Background: an optimization exercise with open tools, aiming at small area. Do not read the settings as production practice. The RTL was checked by simulation tests, not by an equivalence proof against the original design. The series may have gaps, and a smaller design here may also do less where the tests do not look. No activity file was given, so power comes from the tool's default toggle rates.

## flow/design.v

```verilog
module mux_5to1
#(
    parameter DATA_WIDTH = 8
) (
    input  logic [5*DATA_WIDTH-1:0] vec_flat, 
    input  logic [2:0]             sel,  
    input  logic                   val,         
    output logic [DATA_WIDTH-1:0]  out
);
    logic [DATA_WIDTH-1:0]  vec [4:0];
    genvar k;
    generate
        for (k=0; k<5; k=k+1) begin
            assign vec[k] = vec_flat[DATA_WIDTH*k +: DATA_WIDTH];
        end
    endgenerate
    logic [DATA_WIDTH-1:0]  out_tmp;
    always_comb begin
        case (sel) 
            3'b000:   out_tmp = vec[0];
            3'b001:   out_tmp = vec[1];
            3'b010:   out_tmp = vec[2];
            3'b011:   out_tmp = vec[3];
            3'b100:   out_tmp = vec[4];
            default:  out_tmp = {DATA_WIDTH{1'b0}};
        endcase
    end
    always_comb begin
        if ( val ) begin
            out = out_tmp;
        end else begin
            out = 0;
        end
    end
endmodule
module pos_neg_select #(
	parameter DATA_WIDTH = 8
) (
	input  logic signed [DATA_WIDTH-1:0] in,
	input  logic                         sign,	
	output logic signed [DATA_WIDTH-1:0] out
); 
	always_comb begin
		if (sign) begin
			out = ~in + 1'b1;
		end else begin
			out = in;
		end
	end
endmodule
module shifter_3bit #(
	parameter IN_WIDTH  = 12,
	parameter OUT_WIDTH = 19
) (
	input  logic signed [IN_WIDTH-1:0]  in,
	input  logic        [2:0]           shift_sel,	
	output logic signed [OUT_WIDTH-1:0] out
);
	always_comb begin 
		case (shift_sel)
			3'b000 : out = in;
			3'b001 : out = in <<< 1;
			3'b010 : out = in <<< 2;
			3'b011 : out = in <<< 3;
			3'b100 : out = in <<< 4;
			3'b101 : out = in <<< 5;
			3'b110 : out = in <<< 6;
			3'b111 : out = in <<< 7;
			default: out = {OUT_WIDTH{1'b0}};
		endcase
	end
endmodule
module shifter_constant #(  
	parameter IN_WIDTH  = 12,
	parameter OUT_WIDTH = IN_WIDTH + 3
) (
	input  logic signed [IN_WIDTH-1:0]  in,
	input  logic                        is_shift,	
	output logic signed [OUT_WIDTH-1:0] out
);
	logic signed [OUT_WIDTH-1:0] out_tmp;
	always_comb begin 
		if (is_shift) begin
			out_tmp = in <<< 3;
		end else begin 
			out_tmp = in;
		end
	end
	assign out = out_tmp;
endmodule
module mac_unit_Vert_16
#(
    parameter DATA_WIDTH    = 8,
	parameter VEC_LENGTH    = 16,
	parameter MUX_SEL_WIDTH = $clog2(VEC_LENGTH),
	parameter SUM_ACT_WIDTH = $clog2(VEC_LENGTH) + DATA_WIDTH - 1,
	parameter ACC_WIDTH     = DATA_WIDTH + 16,
	parameter RESULT_WIDTH  = 2*DATA_WIDTH
) (
	input  logic                               clk,
	input  logic                               reset,
	input  logic                               en_acc,
	input  logic                               load_accum,
	input  logic          [VEC_LENGTH*DATA_WIDTH-1:0]     act_in_flat,    
	input  logic          [VEC_LENGTH/2*3-1:0]            act_sel_flat,   
	input  logic          [VEC_LENGTH/2-1:0]              act_val_flat,   
	input  logic          [VEC_LENGTH/8*SUM_ACT_WIDTH-1:0] sum_act_flat,  
	input  logic signed   [2:0]                mul_const,      
	input  logic          [2:0]                column_idx,     
	input  logic                               is_shift_mul,   
	input  logic                               en_mul,         
	input  logic                               is_msb,         
	input  logic          [VEC_LENGTH/8-1:0]   is_skip_zero_flat,   
	input  logic signed   [ACC_WIDTH-1:0]      accum_prev,
	output logic signed   [RESULT_WIDTH-1:0]   result
);
	genvar i, j;
	localparam PSUM_ACT_WIDTH = SUM_ACT_WIDTH + 1;
	logic          [2:0]                act_sel  [VEC_LENGTH/2-1:0];
	logic                               act_val  [VEC_LENGTH/2-1:0];
	logic signed   [SUM_ACT_WIDTH-1:0]  sum_act  [VEC_LENGTH/8-1:0];
	logic                               is_skip_zero [VEC_LENGTH/8-1:0];
	generate
		for (j=0; j<VEC_LENGTH/2; j=j+1) begin
			assign act_sel[j] = act_sel_flat[3*j +: 3];
			assign act_val[j] = act_val_flat[j];
		end
		for (j=0; j<VEC_LENGTH/8; j=j+1) begin
			assign sum_act[j]      = sum_act_flat[SUM_ACT_WIDTH*j +: SUM_ACT_WIDTH];
			assign is_skip_zero[j] = is_skip_zero_flat[j];
		end
	endgenerate
	logic signed [DATA_WIDTH-1:0] adder_in  [VEC_LENGTH/2-1:0];  
	generate
		for (i=0; i<VEC_LENGTH/8; i=i+1) begin
			for (j=0; j<4; j=j+1) begin
				mux_5to1 #(DATA_WIDTH) mux_act (
					.vec_flat(act_in_flat[DATA_WIDTH*(8*i+j) +: 5*DATA_WIDTH]), .sel(act_sel[4*i+j]), .val(act_val[4*i+j]), .out(adder_in[4*i+j])
				);
			end
		end
	endgenerate
	logic signed [DATA_WIDTH:0]      psum_1        [VEC_LENGTH/4-1:0];
	logic signed [DATA_WIDTH+1:0]    psum_act      [VEC_LENGTH/8-1:0];
	logic signed [SUM_ACT_WIDTH-1:0] diff_act      [VEC_LENGTH/8-1:0];
	logic signed [SUM_ACT_WIDTH-1:0] psum_act_true [VEC_LENGTH/8-1:0];
	generate
		for (j=0; j<VEC_LENGTH/4; j=j+1) begin
			assign psum_1[j] = adder_in[2*j] + adder_in[2*j+1];
		end
		for (j=0; j<VEC_LENGTH/8; j=j+1) begin
			assign psum_act[j] = psum_1[2*j] + psum_1[2*j+1];
		end
		for (j=0; j<VEC_LENGTH/8; j=j+1) begin
			assign diff_act[j] = sum_act[j] - psum_act[j];
			always_comb begin
				if (is_skip_zero[j]) begin
					psum_act_true[j] = psum_act[j];
				end else begin
					psum_act_true[j] = diff_act[j];
				end
			end
		end
	endgenerate
	logic signed [PSUM_ACT_WIDTH-1:0]  psum_act_total;
	assign psum_act_total = psum_act_true[0] + psum_act_true[1];
	logic signed [PSUM_ACT_WIDTH-1:0]  psum_act_shift_in;
	logic signed [PSUM_ACT_WIDTH+6:0]  psum_act_shift_out;
	pos_neg_select #(PSUM_ACT_WIDTH) twos_complement (.in(psum_act_total), .sign(is_msb), .out(psum_act_shift_in));
	shifter_3bit #(.IN_WIDTH(PSUM_ACT_WIDTH), .OUT_WIDTH(PSUM_ACT_WIDTH+7)) shift_psum (
		.in(psum_act_shift_in), .shift_sel(column_idx), .out(psum_act_shift_out)
	);
	logic signed [SUM_ACT_WIDTH-1:0]  sum_act_tmp [VEC_LENGTH/8-1:0];
	generate
		for (j=0; j<VEC_LENGTH/8; j=j+1) begin
			always_comb begin
				if (en_mul) begin
					sum_act_tmp[j] = sum_act[j];
				end else begin
					sum_act_tmp[j] = 0;
				end
			end
		end
	endgenerate
	logic signed [PSUM_ACT_WIDTH-1:0]  sum_act_total;
	logic signed [PSUM_ACT_WIDTH+1:0]  mul_result;
	logic signed [PSUM_ACT_WIDTH+4:0]  mul_result_true;
	assign sum_act_total = sum_act_tmp[0] + sum_act_tmp[1];
	assign mul_result = sum_act_total * mul_const;
	shifter_constant #(.IN_WIDTH(PSUM_ACT_WIDTH+2), .OUT_WIDTH(PSUM_ACT_WIDTH+5)) shift_mul (
		.in(mul_result), .is_shift(is_shift_mul), .out(mul_result_true)
	);
	logic signed [ACC_WIDTH-1:0]  accum_in, accum_out;
	always_comb begin
		if (load_accum) begin
			accum_in = accum_prev;
		end else begin
			accum_in = accum_out;
		end
	end
	logic signed [PSUM_ACT_WIDTH+6:0] psum_act_shift_reg;
	always @(posedge clk) begin
		if (reset) begin
			accum_out <= 0;
			psum_act_shift_reg  <= 0;
		end else if	(en_acc) begin
			psum_act_shift_reg  <= psum_act_shift_out;
			accum_out           <= mul_result_true + psum_act_shift_reg + accum_in;
		end
	end
	assign result = accum_out[ACC_WIDTH-1:ACC_WIDTH-16];
endmodule
module mac_unit_Vert_16_clk
#(
    parameter DATA_WIDTH    = 8,
	parameter VEC_LENGTH    = 16,
	parameter MUX_SEL_WIDTH = $clog2(VEC_LENGTH),
	parameter SUM_ACT_WIDTH = $clog2(VEC_LENGTH) + DATA_WIDTH - 1,
	parameter ACC_WIDTH     = DATA_WIDTH + 16,
	parameter RESULT_WIDTH  = 2*DATA_WIDTH
) (
	input  logic                               clk,
	input  logic                               reset,
	input  logic                               en_acc,
	input  logic                               load_accum,
	input  logic          [VEC_LENGTH*DATA_WIDTH-1:0]      act,              
	input  logic          [VEC_LENGTH/2*3-1:0]             act_sel_in,       
	input  logic          [VEC_LENGTH/2-1:0]               act_val_in,       
	input  logic          [VEC_LENGTH/8*SUM_ACT_WIDTH-1:0] sum_act_in,       
	input  logic signed   [2:0]                mul_const,      
	input  logic                               is_shift_mul,   
	input  logic                               en_mul,         
	input  logic          [2:0]                column_idx_in,     
	input  logic                               is_msb_in,         
	input  logic          [VEC_LENGTH/8-1:0]   is_skip_zero_in,   
	input  logic signed   [ACC_WIDTH-1:0]      accum_prev,
	output logic signed   [RESULT_WIDTH-1:0]   result
);
	logic          [VEC_LENGTH/2*3-1:0]             act_sel; 
	logic          [VEC_LENGTH/2-1:0]               act_val; 
	logic          [VEC_LENGTH*DATA_WIDTH-1:0]      act_in;
	logic          [VEC_LENGTH/8*SUM_ACT_WIDTH-1:0] sum_act;
	logic          [2:0]                column_idx;     
	logic                               is_msb;         
	logic          [VEC_LENGTH/8-1:0]   is_skip_zero;   
	always @(posedge clk) begin
		if (reset) begin
			act_sel <= 0;
			act_val <= 0;
			act_in <= 0;
			sum_act <= 0;
			is_skip_zero <= 0;
			column_idx <= 0;
			is_msb <= 0;
		end else begin
			act_sel <= act_sel_in;
			act_val <= act_val_in;
			act_in <= act;
			sum_act <= sum_act_in;
			is_skip_zero <= is_skip_zero_in;
			column_idx <= column_idx_in;
			is_msb <= is_msb_in;
		end
	end
	mac_unit_Vert_16 #(DATA_WIDTH, VEC_LENGTH, MUX_SEL_WIDTH, SUM_ACT_WIDTH, ACC_WIDTH, RESULT_WIDTH) mac (
		.clk(clk), .reset(reset), .en_acc(en_acc), .load_accum(load_accum),
		.act_in_flat(act_in), .act_sel_flat(act_sel), .act_val_flat(act_val), .sum_act_flat(sum_act),
		.mul_const(mul_const), .column_idx(column_idx), .is_shift_mul(is_shift_mul), .en_mul(en_mul),
		.is_msb(is_msb), .is_skip_zero_flat(is_skip_zero), .accum_prev(accum_prev), .result(result)
	);
endmodule
```

## flow/run.sh

```bash
#!/bin/bash
# synth_recipe.tcl (not shown) runs the flow's synth.tcl, then flattens the netlist and writes it again
# the make line also repeats each setting of config.mk as NAME=value (left out here)
make -C /OpenROAD-flow-scripts/flow DESIGN_CONFIG=/design/flow/config.mk WORK_HOME=/design/flow/orfs CLKGATE_MAP_FILE= SYNTH_SCRIPT=/design/flow/synth_recipe.tcl finish
```

## flow/config.mk

```make
export PLATFORM = sky130hd
export DESIGN_NAME = mac_unit_Vert_16_clk
export DESIGN_NICKNAME = mac_unit_Vert_16_clk
export VERILOG_FILES = /design/flow/design.v
export SDC_FILE = /design/flow/constraint.sdc
export NUM_CORES = 4
export LEC_CHECK = 0
export CAP_MARGIN = 20
export CORE_MARGIN = 2
export CORE_UTILIZATION = 40
export SLEW_MARGIN = 20
```

## flow/constraint.sdc

```tcl
create_clock -name core_clock -period 9.0 [get_ports {clk}]
set_input_delay 1.8000 -clock core_clock [delete_from_list [all_inputs] [get_ports {clk}]]
set_output_delay 1.8000 -clock core_clock [all_outputs]
set_load 0.01 [all_outputs]
```

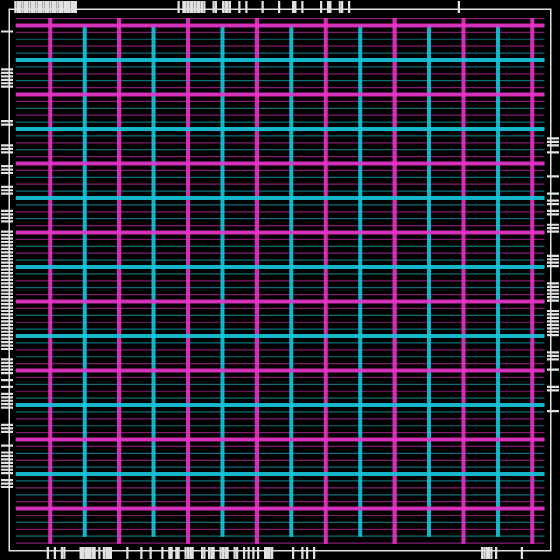
Run 1: supply network
Pins as bars on the die edge.
Key: VSS = magenta; VDD = cyan
15 straps on met4. The core has 76 rows.
DIE WIDTH: 212.8 um
Die Y: 212.8 um
Peak VDD IR: 0.0001453 V

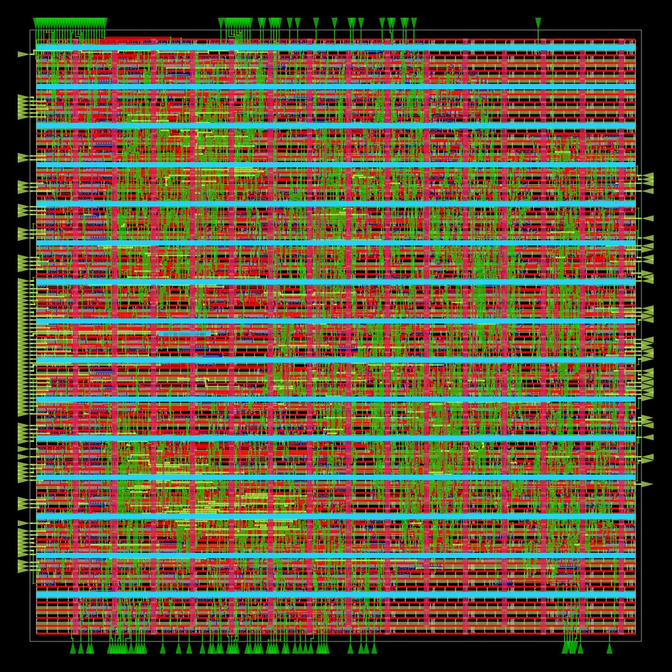
Run 1: finished layout with every layer on
Post-Route WL: 50630 um
DIE AREA: 45290 um^2
I/O pin cnt: 237

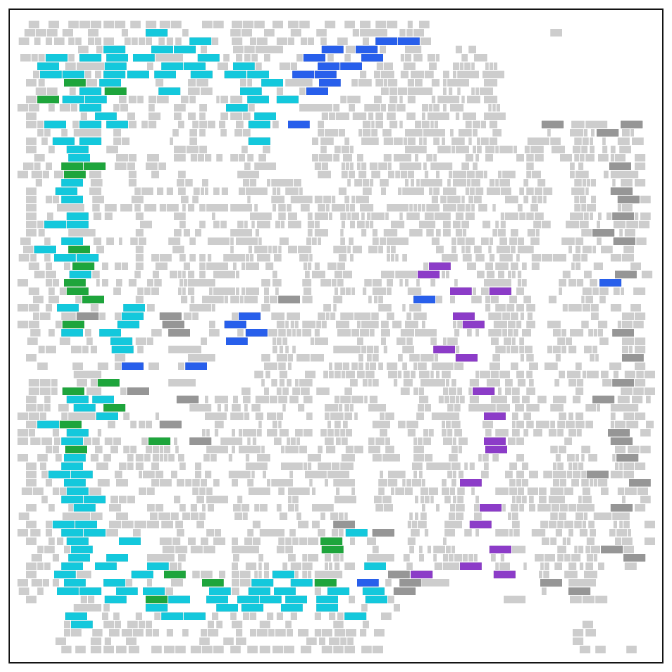
Run 1: where the registers sit
Key: mac.psum_act_shift_reg = purple [placed flops 19]; act_sel = green [placed flops 24]; sum_act = blue [placed flops 22]; act_in = cyan [placed flops 128]
Another 38 sequential cells are not coloured.
final core utilization: 51.11%
Reg area: 4624 um^2
Seq/total area: 21.01%

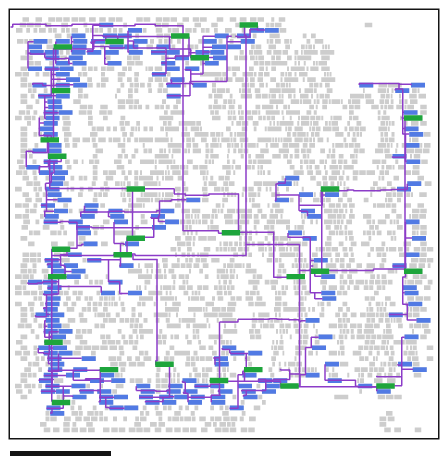
Run 1: clock distribution
The bar under the picture is 50 um long.
Key: clock wires = purple [length 3350 um]; cells driving clock nets = green [count 27]; flip-flops = blue [count 231]
There are 28 routed clock nets. Position of the flops: all over the die.
clock group power: 1.10 mW
Clock power frac: 20.6%

==> metrics.md, run 1 <==
| Metric | Value |
|---|---|
| Outcome | timing/DRC/antenna clean |
| Busiest grt layer | met2 |
| Worst setup path category | input pin to register |
| Slowest CP cell | fa_1 |
| Non-clk bufs | roughly 360 |
| Core ar. | 43080 um^2 |
| Min-delay worst type | register to register |
| WHS Path Cells | 2 |
| M2 GR Usage | between 30% and 40% |
| Net Sw Power | approximately 2.1 mW |
| Power consumption | about 5.4 mW |
| Post-Route Skew | around 0.035 ns |
| H-tree Lvls | 1 |
| Worst path depth | 40 |
| YS warnings | 26 |
| Sw Ratio | between 30% and 40% |
| M1 WL | approximately 22000 um |
| Biggest regs | act_in (128), act_sel (24), mac.accum_out (24) |
| Met1 Usage GRT | a little over a quarter |
| Critical path buffers and inverters | 3 |
| Highest routed layer | met5 |
| Area of the multi-input gates | 11880 um^2 |
| Post-synthesis sequential area ratio | a little over a quarter |
| Worst path top cell family by delay | simple AND/OR/NAND/NOR gates |
| Seq cells | about 230 |
| Max frequency | between 100 and 150 MHz |
| Final non-filler cell total | ~2.9k |
| CP arrival | ~9.0 ns |
| First-pass GRT wire length | 79450 um |
| Clock Sinks | roughly 230 |
| R2R Setup Slk | roughly 0.54 ns |
| Final Hold Vio Count | 0 |
| Port Buffers | 236 |
| Worst Setup SP | en_mul |
| Post-layout minimum cycle time | 8.520 ns |
| Mean Syn Cell Area | about 8.5 um^2 |
| Worst-path clk slew | 0.06 ns |
| Top cells by area, synth | dfxtp_1, ha_1, nor2b_1 |
| FF+latch count, synth | 231 |
| Worst Path Required | around 9.5 ns |
| Worst Hold Launch | mac.accum_out[6] |
| Remaining DRCs | 0 |
| Mapped Area | between 15000 and 20000 um^2 |
| Met2 wire length | around 25000 um |
| CP Capture Point | mac.accum_out[23] |
==> run 1 -> run 2 <==
==> flow/design.v (replaced) <==
module mux_5to1 (
    input  [39:0] vec_flat,
    input  [2:0]  sel,
    input         val,
    output [7:0]  out
);
    reg [7:0] o;
    always @(*) begin
        case (sel)
            3'd0: o = vec_flat[7:0];
            3'd1: o = vec_flat[15:8];
            3'd2: o = vec_flat[23:16];
            3'd3: o = vec_flat[31:24];
            default: o = vec_flat[39:32];
        endcase
    end
    assign out = val ? o : 8'd0;
endmodule
module mac_unit_Vert_16_clk (
	input  logic          clk,
	input  logic          reset,
	input  logic          en_acc,
	input  logic          load_accum,
	input  logic [127:0]  act,
	input  logic [23:0]   act_sel_in,
	input  logic [7:0]    act_val_in,
	input  logic [21:0]   sum_act_in,
	input  logic signed [2:0] mul_const,
	input  logic          is_shift_mul,
	input  logic          en_mul,
	input  logic [2:0]    column_idx_in,
	input  logic          is_msb_in,
	input  logic [1:0]    is_skip_zero_in,
	input  logic signed [23:0] accum_prev,
	output logic signed [15:0] result
);
	wire signed [7:0] x [0:7];
	genvar g, j;
	generate
		for (g = 0; g < 2; g = g + 1) begin : grp
			for (j = 0; j < 4; j = j + 1) begin : lane
				mux_5to1 mux_act (
					.vec_flat(act[8*(8*g+j) +: 40]), .sel(act_sel_in[3*(4*g+j) +: 3]),
					.val(act_val_in[4*g+j]), .out(x[4*g+j])
				);
			end
		end
	endgenerate
	wire signed [10:0] sa0 = sum_act_in[10:0];
	wire signed [10:0] sa1 = sum_act_in[21:11];
	wire signed [9:0]  p0 = x[0] + x[1] + x[2] + x[3];
	wire signed [9:0]  p1 = x[4] + x[5] + x[6] + x[7];
	wire signed [10:0] q0 = is_skip_zero_in[0] ? 11'(p0) : sa0 - 11'(p0);
	wire signed [10:0] q1 = is_skip_zero_in[1] ? 11'(p1) : sa1 - 11'(p1);
	wire signed [11:0] t  = 12'(q0) + 12'(q1);
	wire signed [11:0] u  = is_msb_in ? -t : t;
	wire signed [11:0] ss = 12'(sa0) + 12'(sa1);
	reg signed [11:0] u_r, ss_r;
	reg        [2:0]  c_r;
	always @(posedge clk) begin
		if (reset) begin
			u_r  <= 0;
			ss_r <= 0;
		end else begin
			u_r  <= u;
			ss_r <= ss;
		end
		c_r <= column_idx_in;
	end
	reg signed [11:0] ps_u;
	reg        [2:0]  ps_c;
	reg signed [23:0] acc;
	wire signed [18:0] sh0 = 19'(ps_u);
	wire signed [18:0] sh1 = ps_c[0] ? (sh0 <<< 1) : sh0;
	wire signed [18:0] sh2 = ps_c[1] ? (sh1 <<< 2) : sh1;
	wire signed [18:0] shifted = ps_c[2] ? (sh2 <<< 4) : sh2;
	wire signed [11:0] s   = en_mul ? ss_r : 12'sd0;
	wire signed [13:0] m14 = 14'(s * mul_const);
	wire signed [16:0] mul_true = is_shift_mul ? (17'(m14) <<< 3) : 17'(m14);
	wire signed [23:0] base = load_accum ? accum_prev : acc;
	always @(posedge clk) begin
		if (reset) begin
			ps_u <= 0;
			acc  <= 0;
		end else if (en_acc) begin
			ps_u <= u_r;
			acc  <= 24'(mul_true) + 24'(shifted) + base;
		end
		if (en_acc) ps_c <= c_r;
	end
	assign result = acc[23:8];
endmodule
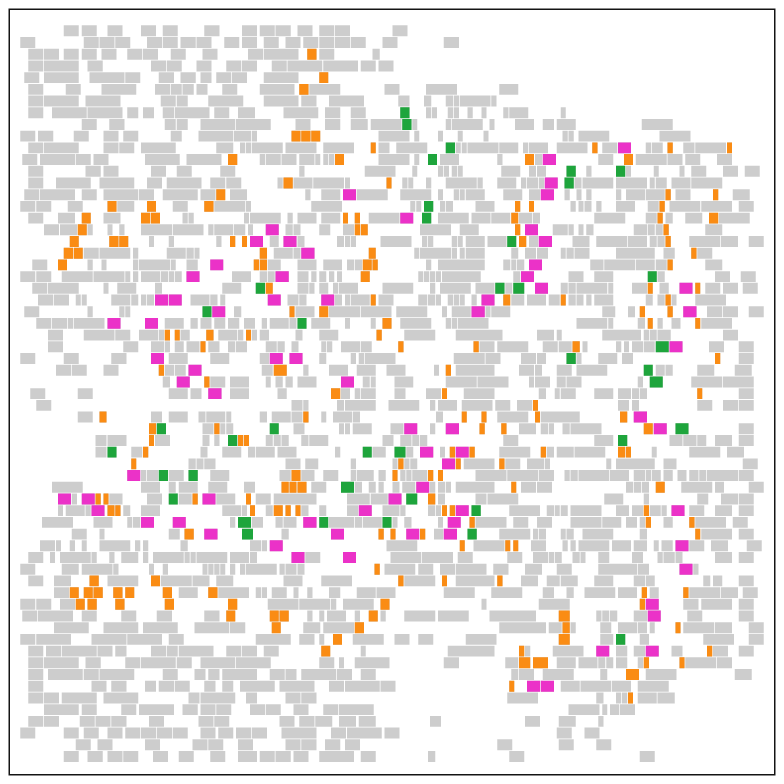
Run 2: gate-type map
Key: AND and OR gates = green [cells 40]; XOR/XNOR gates = magenta [cells 73]; NOR gates = orange [cells 190]
final non-filler cell total: 1956
multi-input combinational area share: 65.28%
commonest non-fill, non-tap cell in the layout: clkdlybuf4s50_1

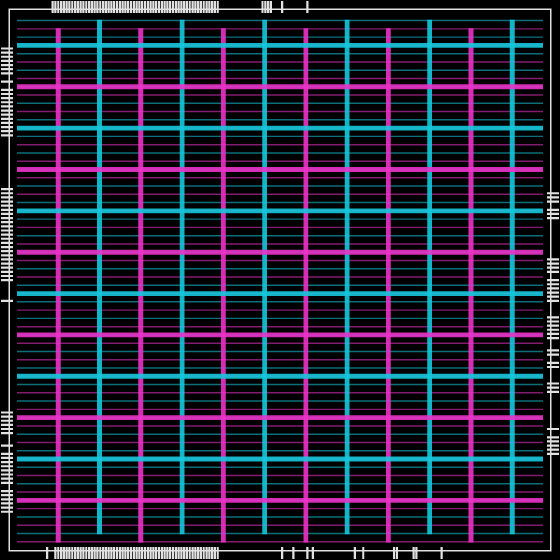
Run 2: supply network
Pins as bars on the die edge.
Key: VSS = magenta; VDD = cyan
12 straps on met5. 237 signal pins sit on the boundary. 12 straps on met4. The core has 63 rows.
Die Y: 177.6 um
DIE WIDTH: 177.6 um
Peak VDD IR: 0.0002323 V
Core ar.: 29640 um^2

==> run 2 against run 1 <==
  * First-iteration DRC count shrank 51%
  * Critical path depth shrank 12
  * Area after synthesis shrank 31%
  * Die area shrank 30%
  * Utilization shrank 0.28 points
  * Count of clock-buffer cells in the layout shrank 21
  * Cell count shrank 33%
  * Sequential power shrank 66%
  * Register-to-register slack gained 2.3 ns
  * Clock skew shrank 0.025 ns
  * Synthesized cell count shrank 34%
  * Non-clock buffer count shrank 97
  * Critical path type unchanged
  * Largest cell class unchanged
  * Highest routed layer is now met4
==> metrics.md, run 2 <==
| Metric | Value |
|---|---|
| Mapped Area | 12050 um^2 (was 17440 um^2) |
| Post-Route WL | 33160 um (was 50630 um) |
| Clock Sinks | 66 (was 231) |
| Sw Ratio | 48.62% (was 39.63%) |
| Worst Hold Launch | c_r[2] (was mac.accum_out[6]) |
| H-tree Lvls | 3 (was 1) |
| Max frequency | 118.9 MHz (was 117.4 MHz) |
| Top cells by area, synth | fa_1, mux4_2, ha_1 (was dfxtp_1, ha_1, nor2b_1) |
| Power consumption | 4.109 mW (was 5.376 mW) |
| Worst Path Required | 9.21 ns (was 9.50 ns) |
| YS warnings | 2 (was 26) |
| Post-synthesis sequential area ratio | 11.21% (was 26.52%) |
| Non-clk bufs | 264 (was 361) |
| Post-layout minimum cycle time | 8.412 ns (was 8.520 ns) |
| Net Sw Power | 1.998 mW (was 2.131 mW) |
| Area of the multi-input gates | 9833 um^2 (was 11880 um^2) |
| M2 GR Usage | 36.93% (was 39.32%) |
| Critical path buffers and inverters | 4 (was 3) |
| Worst Setup SP | act_sel_in[3] (was en_mul) |
| Min-delay worst type | register to register (unchanged) |
| Worst-path clk slew | 0.06 ns (about the same) |
| WHS Path Cells | 0 (was 2) |
| DIE AREA | 31530 um^2 (was 45290 um^2) |
| Worst setup path category | input pin to register (unchanged) |
| Slowest CP cell | or4_2 (was fa_1) |
| Final Hold Vio Count | 0 (unchanged) |
| Reg area | 1351 um^2 (was 4624 um^2) |
| First-pass GRT wire length | 52670 um (was 79450 um) |
| Met1 Usage GRT | 27.59% (was 27.42%) |
| Outcome | timing/DRC/antenna clean (unchanged) |
| R2R Setup Slk | 2.88 ns (was 0.54 ns) |
| Port Buffers | 236 (unchanged) |
| CP arrival | 8.62 ns (was 9.02 ns) |
| Met2 wire length | 16410 um (was 24850 um) |

==> what the ideal ports hide <==
Ports are ideal in the flow. The routed layouts listed here were re-timed in OpenROAD.
Step 1: set_driving_cell puts a clkbuf_16 on clk and a buf_2 on each other input, an assumption about the parent block.
Step 2 moves the port delays by t, midway between the first and last clock arrival at a register: inputs arrive t later, outputs are due t later. That takes back most of the time a late clock gives input paths.
Three values: ideal ports, drivers, drivers and shift; two values: the first two.
run	shift t [ns]	setup WS [ns]	worst slew at a driven data input, ns	cell pins on the clock port's net
run 1	0.633	0.480 / 0.520 / -0.114	0.08	1
run 2	0.376	0.588 / 0.602 / 0.227	0.06	1
With both steps, setup timing fails in run 1, where it was met with ideal ports. For run 1, which loses most, drivers alone change the setup slack by +0.040 ns; drivers and shift together by -0.594 ns.
